Source: an optimization exercise on an open RTL-to-GDS flow (aim: small area). Production flows keep margins and buffers that such runs may drop. The RTL was checked by simulation tests, not by an equivalence proof against the original design.

File: design/flow/config.mk
export PLATFORM = sky130hd
export DESIGN_NAME = phone_core
export DESIGN_NICKNAME = phone_core
export VERILOG_FILES = /design/flow/design.v
export SDC_FILE = /design/flow/constraint.sdc
export NUM_CORES = 4
export LEC_CHECK = 0
export CAP_MARGIN = 20
export CORE_MARGIN = 2
export CORE_UTILIZATION = 40
export PLACE_DENSITY = 0.6
export SLEW_MARGIN = 20
File: design/flow/constraint.sdc
create_clock -name core_clock -period 10.0 [get_ports {clock}]
set_input_delay 2.0000 -clock core_clock [delete_from_list [all_inputs] [get_ports {clock}]]
set_output_delay 2.0000 -clock core_clock [all_outputs]
set_load 0.01 [all_outputs]
File: design/flow/design.v
`default_nettype none
module debounce (
  input wire reset, clock, noisy,
  output reg clean
);
  reg [18:0] count;
  reg new_noisy;
  always @(posedge clock)
    if (reset) begin
      count <= 0;
      new_noisy <= noisy;
      clean <= noisy;
    end
    else if (noisy != new_noisy) begin
      new_noisy <= noisy;
      count <= 0;
    end
    else if (count == 270000)
      clean <= new_noisy;
    else
      count <= count+1;
endmodule
`default_nettype none
module mybram #(parameter LOGSIZE=14, WIDTH=1)
              (input wire [LOGSIZE-1:0] addr,
               input wire clk,
               input wire reset,
               input wire [WIDTH-1:0] din,
               output reg [WIDTH-1:0] dout,
               input wire we);
   reg [WIDTH-1:0] mem[(1<<LOGSIZE)-1:0];
   integer i;
   always @(posedge clk) begin
     if (reset) begin
       for (i = 0; i < (1<<LOGSIZE); i = i + 1) mem[i] <= 0;
       dout <= 0;
     end
     else begin
       if (we) mem[addr] <= din;
       dout <= mem[addr];
     end
   end
endmodule
`default_nettype none
module randomnessExtractorXORBuf (
	 input wire clock,
	 input wire reset,
    input wire [31:0] n_samples,  
    input wire [31:0] entropy,  
	 input wire [1:0] entropy_bytes,  
    input wire entropy_ready,  
	 output reg ready,
    output reg [511:0] out
    );
	 parameter BUFFER_LOGSIZE = 8;
	 reg [31:0] sample_count;
	 reg [BUFFER_LOGSIZE-1:0] buffer_index_counter;
	 reg old_entropy_ready;
	 always @(posedge clock) begin
		  if (reset) begin
				 out <= 0;
				 ready <= 0;
				 sample_count <= 0;
				 buffer_index_counter <= 0;
				 old_entropy_ready <= 0;
		  end
		  else begin
		  if (entropy_ready & (~old_entropy_ready)) begin
				 out[buffer_index_counter] <= out[buffer_index_counter] ^ (^entropy);
				 buffer_index_counter <= buffer_index_counter + 1;
				 sample_count <= sample_count + 1;
		  end
		  if (sample_count == n_samples) ready <= 1;
		  if (ready) ready <= 0;
		  old_entropy_ready <= entropy_ready;
		  end
	 end
endmodule
`default_nettype none
module phone_core (
   input  wire         clock,
   input  wire         reset,
   input  wire         button_up,       
   input  wire         button_down,     
   input  wire [1:0]   switch,          
   input  wire [7:0]   audio_in,        
   input  wire         audio_ready,     
   output wire [7:0]   audio_out,       
   output wire [4:0]   volume,
   output wire         send_start,
   output wire [7:0]   send_data,
   input  wire [3:0]   send_addr,
   input  wire         send_ready_at_next,
   input  wire [7:0]   recv_data,
   input  wire [3:0]   recv_addr,
   input  wire         recv_sample_ready,
   input  wire         recv_ready,
   output wire [63:0]  display_data,
   output wire [15:0]  analyzer1_data,
   output wire [15:0]  analyzer3_data,
   output reg  [255:0] secret_key_seed
);
	wire ready = audio_ready;
	wire [7:0] from_ac97_data = audio_in;
	wire [7:0] to_ac97_data;
   wire vup,vdown;
   reg old_vup,old_vdown;
   debounce bup(.reset(reset),.clock(clock),.noisy(~button_up),.clean(vup));
   debounce bdown(.reset(reset),.clock(clock),.noisy(~button_down),.clean(vdown));
   reg [4:0] volume_r;
   always @ (posedge clock) begin
     if (reset) volume_r <= 5'd13;
     else begin
	if (vup & ~old_vup & volume_r != 5'd31) volume_r <= volume_r+1;
	if (vdown & ~old_vdown & volume_r != 5'd0) volume_r <= volume_r-1;
     end
     old_vup <= vup;
     old_vdown <= vdown;
   end
   assign volume = volume_r;
   wire overrideHandshake;
   debounce sw0(.reset(reset),.clock(clock),.noisy(switch[0]),.clean(overrideHandshake));
   wire enableEncryption;
   debounce sw1(.reset(reset),.clock(clock),.noisy(switch[1]),.clean(enableEncryption));
	localparam WIDTH = 8;
	localparam LOGSIZE = 4;
	wire [LOGSIZE-1:0] sendAddr = send_addr;
	wire [LOGSIZE-1:0] receiveAddr = recv_addr;
	reg recordingToB, sendBufWriteEnable, sendStart;
	reg [WIDTH-1:0] sendBufWriteData;
	reg [LOGSIZE-1:0] sendBufWriteAddr;
	wire [WIDTH-1:0] sendBufAReadData;
	wire [WIDTH-1:0] sendBufBReadData;
	reg receivingToB;
	wire sampleReady = recv_sample_ready;
	wire [WIDTH-1:0] receiveData = recv_data;
	reg [LOGSIZE-1:0] receiveBufReadAddr;
	wire [WIDTH-1:0] receiveBufAReadData;
	wire [WIDTH-1:0] receiveBufBReadData;
	wire [WIDTH-1:0] receiveBufReadData = ( receivingToB) ? receiveBufAReadData: receiveBufBReadData;
	wire sendReadyAtNext = send_ready_at_next;
	wire receiveReady = recv_ready;
	wire random_ready;
	wire [511:0] random_out_wide;
	wire [255:0] random_out = random_out_wide[255:0];
	randomnessExtractorXORBuf randomnessExtractorXORBuf(.clock(clock), .reset(reset), .n_samples(200*48),
		.entropy({24'd0, from_ac97_data}), .entropy_bytes(2'd2), .entropy_ready(ready),
		.out(random_out_wide), .ready(random_ready));
	reg handshakeStart;
	reg handshakeStarted;
	always @(posedge clock) begin
		if (reset) begin
			secret_key_seed <= 0;
			handshakeStart <= 0;
			handshakeStarted <= 0;
		end
		else begin
		if ((~|secret_key_seed) && random_ready) begin
			secret_key_seed <= random_out;
			handshakeStart <= 1;
			handshakeStarted <= 1;
		end
		if (handshakeStart) handshakeStart <= 0;
		end
	end
	wire [LOGSIZE-1:0] fsmReadAddr;
	wire [LOGSIZE-1:0] fsmWriteAddr;
	wire [WIDTH-1:0] fsmWriteData;
	wire fsmWriteEnable;
	wire handshakeDoneOut;
	wire fsmSendEnableOut;
	wire handshakeDone = handshakeDoneOut || overrideHandshake;
	wire fsmSendEnable = fsmSendEnableOut && !handshakeDone;
	wire [255:0] shared_key_out;
	wire [255:0] shared_key = overrideHandshake ? 256'hDEADBEEF : shared_key_out;
	wire [2:0] state;
	assign handshakeDoneOut = 1; assign state = 3'd7; assign shared_key_out = 256'hBEEFDEAD;
	assign fsmSendEnableOut = 0; assign fsmWriteEnable = 0; assign fsmWriteData = 0; assign fsmReadAddr = 0;
	assign fsmWriteAddr = 0;
	mybram #(.LOGSIZE(LOGSIZE), .WIDTH(WIDTH)) bufRA
              (.addr((!recordingToB) ? sendBufWriteAddr : sendAddr),
               .clk(clock), .reset(reset),
               .din(handshakeDone ? sendBufWriteData : fsmWriteData),
               .dout(sendBufAReadData),
               .we((!recordingToB) && (handshakeDone ? sendBufWriteEnable : fsmWriteEnable)));
	mybram #(.LOGSIZE(LOGSIZE), .WIDTH(WIDTH)) bufRB
              (.addr(( recordingToB) ? sendBufWriteAddr : sendAddr),
               .clk(clock), .reset(reset),
               .din(handshakeDone ? sendBufWriteData : fsmWriteData),
               .dout(sendBufBReadData),
               .we(( recordingToB) && (handshakeDone ? sendBufWriteEnable : fsmWriteEnable)));
	mybram #(.LOGSIZE(LOGSIZE), .WIDTH(WIDTH)) receiveBufA
              (.addr((!receivingToB) ? (handshakeDone ? receiveAddr : fsmReadAddr) : receiveBufReadAddr),
               .clk(clock), .reset(reset),
               .din(receiveData),
               .dout(receiveBufAReadData),
               .we((!receivingToB) ? sampleReady : 1'b0));
	mybram #(.LOGSIZE(LOGSIZE), .WIDTH(WIDTH)) receiveBufB
              (.addr(( receivingToB) ? (handshakeDone ? receiveAddr : fsmReadAddr) : receiveBufReadAddr),
               .clk(clock), .reset(reset),
               .din(receiveData),
               .dout(receiveBufBReadData),
               .we(( receivingToB) ? sampleReady : 1'b0));
	reg [31:0] sendPacketNumber;
	reg [31:0] recvPacketNumber;
	wire [511:0] recv_chacha_out = recvPacketNumber+receiveBufReadAddr;
	wire [511:0] send_chacha_out = sendPacketNumber+sendBufWriteAddr;
	always @(posedge clock) begin
		if (reset) begin
			recordingToB <= 0;
			sendBufWriteEnable <= 0;
			sendStart <= 0;
			sendBufWriteData <= 0;
			sendBufWriteAddr <= 0;
			sendPacketNumber = 1;
		end
		else begin
		if (handshakeDone) begin
			if (ready) begin
				sendBufWriteData <= from_ac97_data ^ (enableEncryption ? send_chacha_out[7:0] : 8'd0);
				sendBufWriteEnable <= 1;
			end
			if (sendBufWriteEnable) begin
				sendBufWriteAddr <= sendBufWriteAddr + 1;
				if (&sendBufWriteAddr) begin  
					recordingToB <= !recordingToB;
					sendStart <= 1;
					sendPacketNumber = sendPacketNumber + 1;  
					sendBufWriteData <= sendPacketNumber[3*8 +: 8];  
				end
				else if (sendBufWriteAddr >= 3) sendBufWriteEnable <= 0;
				if (sendBufWriteAddr == 0) sendBufWriteData <= sendPacketNumber[2*8 +: 8];  
				if (sendBufWriteAddr == 1) sendBufWriteData <= sendPacketNumber[1*8 +: 8];  
				if (sendBufWriteAddr == 2) sendBufWriteData <= sendPacketNumber[0*8 +: 8];  
			end
		end
		else if (sendReadyAtNext && fsmSendEnable) sendStart <= 1;
		if (sendStart) sendStart <= 0;
		end
	end
	reg [WIDTH-1:0] playbackData;
	reg playbackRewind;
	reg recv_chacha_start;
	always @(posedge clock) begin
		if (reset) begin
			receivingToB <= 0;
			receiveBufReadAddr <= 0;
			recvPacketNumber <= 0;
			playbackData <= 0;
			playbackRewind <= 0;
			recv_chacha_start <= 0;
		end
		else if (handshakeDone) begin
			if (receiveReady) begin
				playbackRewind <= 1;
			end else if (ready) begin
				playbackData <= receiveBufReadData ^ (enableEncryption ? recv_chacha_out[7:0] : 8'd0);
				if (playbackRewind) begin
					playbackRewind <= 0;
					receiveBufReadAddr <= 0;
					receivingToB <= !receivingToB;
				end else begin
					receiveBufReadAddr <= receiveBufReadAddr + 1;
					recv_chacha_start <= 1;
				end
			end
			if (receiveBufReadAddr < 5) receiveBufReadAddr <= receiveBufReadAddr + 1;
			if (receiveBufReadAddr == 1) recvPacketNumber <= {                         receiveBufReadData, 24'b0};
			if (receiveBufReadAddr == 2) recvPacketNumber <= {recvPacketNumber[31:24], receiveBufReadData, 16'b0};
			if (receiveBufReadAddr == 3) recvPacketNumber <= {recvPacketNumber[31:16], receiveBufReadData,  8'b0};
			if (receiveBufReadAddr == 4) recvPacketNumber <= {recvPacketNumber[31: 8], receiveBufReadData       };
			if (receiveBufReadAddr == 4) recv_chacha_start <= 1;
			if (recv_chacha_start) recv_chacha_start <= 0;
		end
	end
	assign send_start = sendStart;
	assign send_data = recordingToB ? sendBufAReadData : sendBufBReadData;
	wire [271:0] display_full = {shared_key, receiveBufReadAddr, receiveAddr,
	                             {2'b0, handshakeStart, handshakeStarted}, {1'b0, state}};
	assign display_data = display_full[63:0];
	assign to_ac97_data = playbackData;
	assign audio_out = to_ac97_data;
	assign analyzer1_data = {recvPacketNumber[7:0], sendPacketNumber[7:0]};
	assign analyzer3_data = {receiveBufReadAddr[3:0], receiveReady, playbackRewind, recv_chacha_start, receivingToB, to_ac97_data[7:1], receiveReady};
endmodule
File: design/flow/run.sh
#!/bin/bash
# synth_recipe.tcl (not shown) runs the flow's synth.tcl, then flattens the netlist and writes it again
# the make line also repeats each setting of config.mk as NAME=value (left out here)
make -C /OpenROAD-flow-scripts/flow DESIGN_CONFIG=/design/flow/config.mk WORK_HOME=/design/flow/orfs CLKGATE_MAP_FILE= SYNTH_SCRIPT=/design/flow/synth_recipe.tcl finish
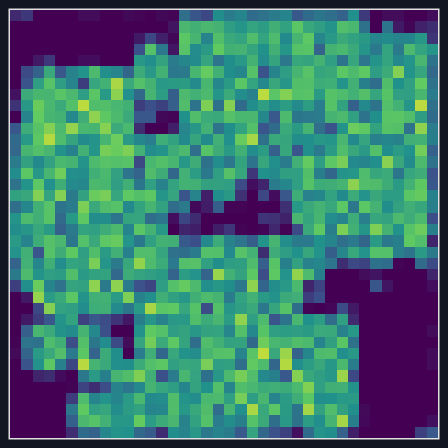
density.png
The die is cut into 38 by 38 equal tiles; dark purple is low, yellow is high, 0 to 100% covered.
nearly empty tiles: 16%
tiles over 75% full: 5.5%
fullest tile: 90%
mean over tiles: 44%
emptiest ninth of the die: south-east
core area: 144000 µm²
fin util: 46.9%
Starting Density: 40.3%

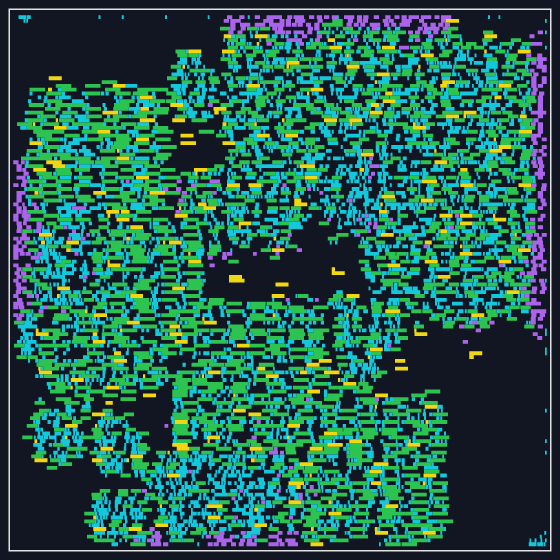
cell_classes.png
[clock drivers and dummy loads] yellow | cells: 263 | share of their area: 7.4%
[flip-flops] green | cells: 1261 | share of their area: 47%
[all other logic] cyan | cells: 4216 | share of their area: 39%
[other buffers and delay cells] purple | cells: 430 | share of their area: 6.4%

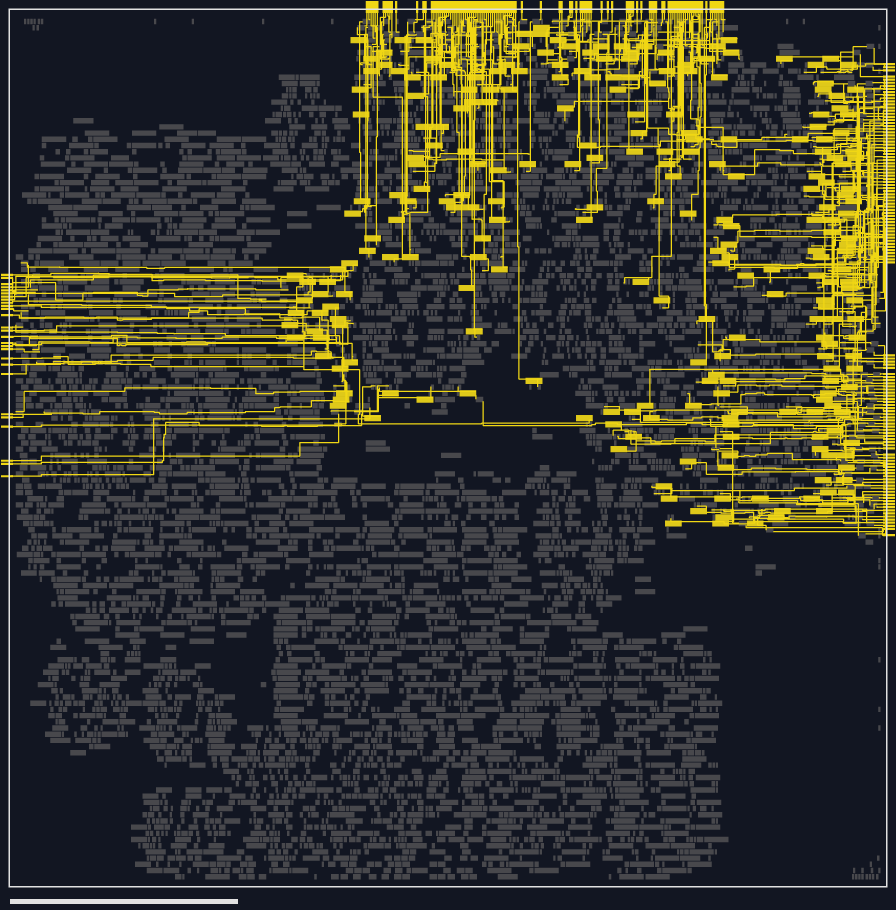
port_nets.png
The bar under the picture is 100 µm long.
[secret_key_seed] yellow | bits: 256 | direction: output | end cells: 256 | buffers: 256 | wire: 20.7 mm
I/O Buffers: 360
io pins: 408

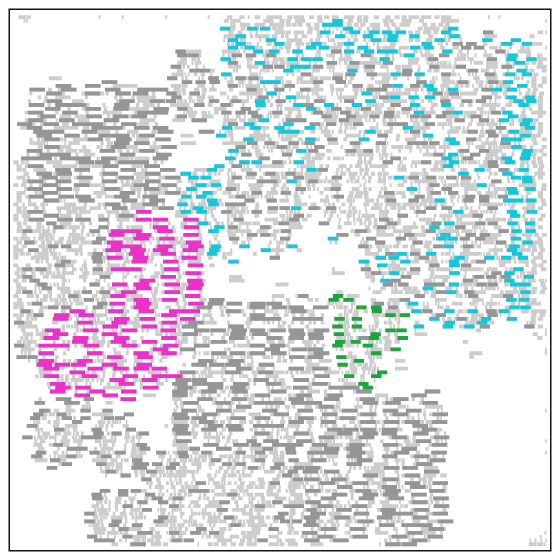
registers.png
Other sequential cells in the stronger grey, the rest of the logic in the fainter grey.
[receiveBufA.mem] magenta | placed flops: 128 | where: west
[randomnessExtractorXORBuf.sample_count] green | placed flops: 32
[secret_key_seed] cyan | placed flops: 256
not coloured: 845

==> logic make-up after synthesis <==
family / share of synthesized area (%)
fa+ha+maj: 0.881
mux: 5.03
compound gates: 11.5
xor+xnor: 2.71
simple gates: 22.7
flops: 52.6
buf+inv: 4.57
other cells: 0.0130
==> through the flow <==
step | instances | cell area (µm²) | util [%]
floorplan | 5975 | 58100 | -
global placement | 7809 | 62500 | 43.5
detailed placement | 7810 | 62500 | 43.5
CTS | 8073 | 67300 | 46.9
global route | 8073 | 67400 | 46.9
finish | 8073 | 67400 | 46.9
==> final cells by class <==
type | instances | area, µm² | share of cell area [%]
inverter | 97 | 364 | 0.540
sequential | 1261 | 30500 | 45.2
clock inverter | 67 | 805 | 1.19
multi-input combinational | 4119 | 25200 | 37.4
tap | 1903 | 2380 | 3.53
timing repair buffer | 430 | 4170 | 6.20
clock buffer | 196 | 4000 | 5.94
==> path summary, 6_finish.rpt <==
kind / endpoint / slack, ns
setup / recovery: randomnessExtractorXORBuf.out[123]$_SDFFE_PP0P_ / 3.88
hold / removal: old_vdown$_DFF_P_ / 0.41
setup reg to reg: randomnessExtractorXORBuf.out[123]$_SDFFE_PP0P_ / 3.88
hold reg to reg: old_vdown$_DFF_P_ / 0.41
==> flow_summary.toml <==
[cells_and_area]
area_delta_synth_final_pct = 16.3
drive_gt1_share_pct = 8.82
final_common_cell = "dfxtp_1"
final_cell_mix = "dfxtp_1 (735), nor2_1 (703), nand2_1 (656), and2_1 (532), edfxtp_1 (520)"

[critical_path]
critPathSlowestCell = "buf_4"
crit_required_ns = 10.61
crit_top_cell = "buf_4"
cp-start-kind = "flip-flop"
reg2reg_depth = 12

[sta]
fin_setup_tns_ns = 0
slew_headroom_pct = 20.7
slew_violations = 0
finalHoldViolCount = 0
min_period_over_period_pct = 61.2
rsz0062_at_grt = "no"
finalSetupViolations = 0

[synth]
synth_ff_type = "dfxtp_1"
syn_inst = 5931
synthesis.area_um2 = 57900
synthArstFlopShare_pct = 0
seq_area_frac_synth_pct = 52.6
synth_edf_count = 520
netlist_top_cells_area = "edfxtp_1 (27%), dfxtp_1 (26%), and2_1 (5.7%)"
synth_top_area_share_pct = 27.0

[power]
p_comb_share_pct = 8.7
powerComb_mw = 1.05
pwr.group.clock_mw = 5.38
power_leader = "registers"
power_mw = 12.0

[clocking]
clock-root-buffer = "clkbuf_16"
clk_latency_ns = 0.79

[run]
maxCapViolCount = 0

[global_route]
track_usage_pct = 23.3
antenna_found_initial = 3

[status]
status = "complete, no violations"

[routing]
drtIter0Drc = 4803
post_drt_wl_per_cell_um = 21.9

[die]
die_x_um = 385

[worst_hold_path]
min_path_cells = 0

==> static timing again, ports no longer ideal <==
The results above use ideal ports. As a check the final layout listed here was re-extracted and re-timed, cells and wires unchanged.
Step 1: set_driving_cell puts a clkbuf_16 on clock and a buf_2 on each other input, an assumption about the parent block.
Step 2 also shifts input and output timing later by t, the mid clock arrival at the registers, as if the neighbouring blocks saw the same clock.
a / b / c = no drivers / after step 1 / after step 2; a / b = the first two.
shift t [ns]: 0.851
setup WS [ns]: 3.883 / 3.883 / 3.883
worst hold slack (ns): 0.405 / 0.405 / 0.405
worst setup path after step 2: register to register
worst register clock-pin slew, ns: 0.07 / 0.07
After both steps this run still meets setup and hold. The setup slack of this run moves by 0.000 ns with the drivers and by 0.000 ns with both steps.
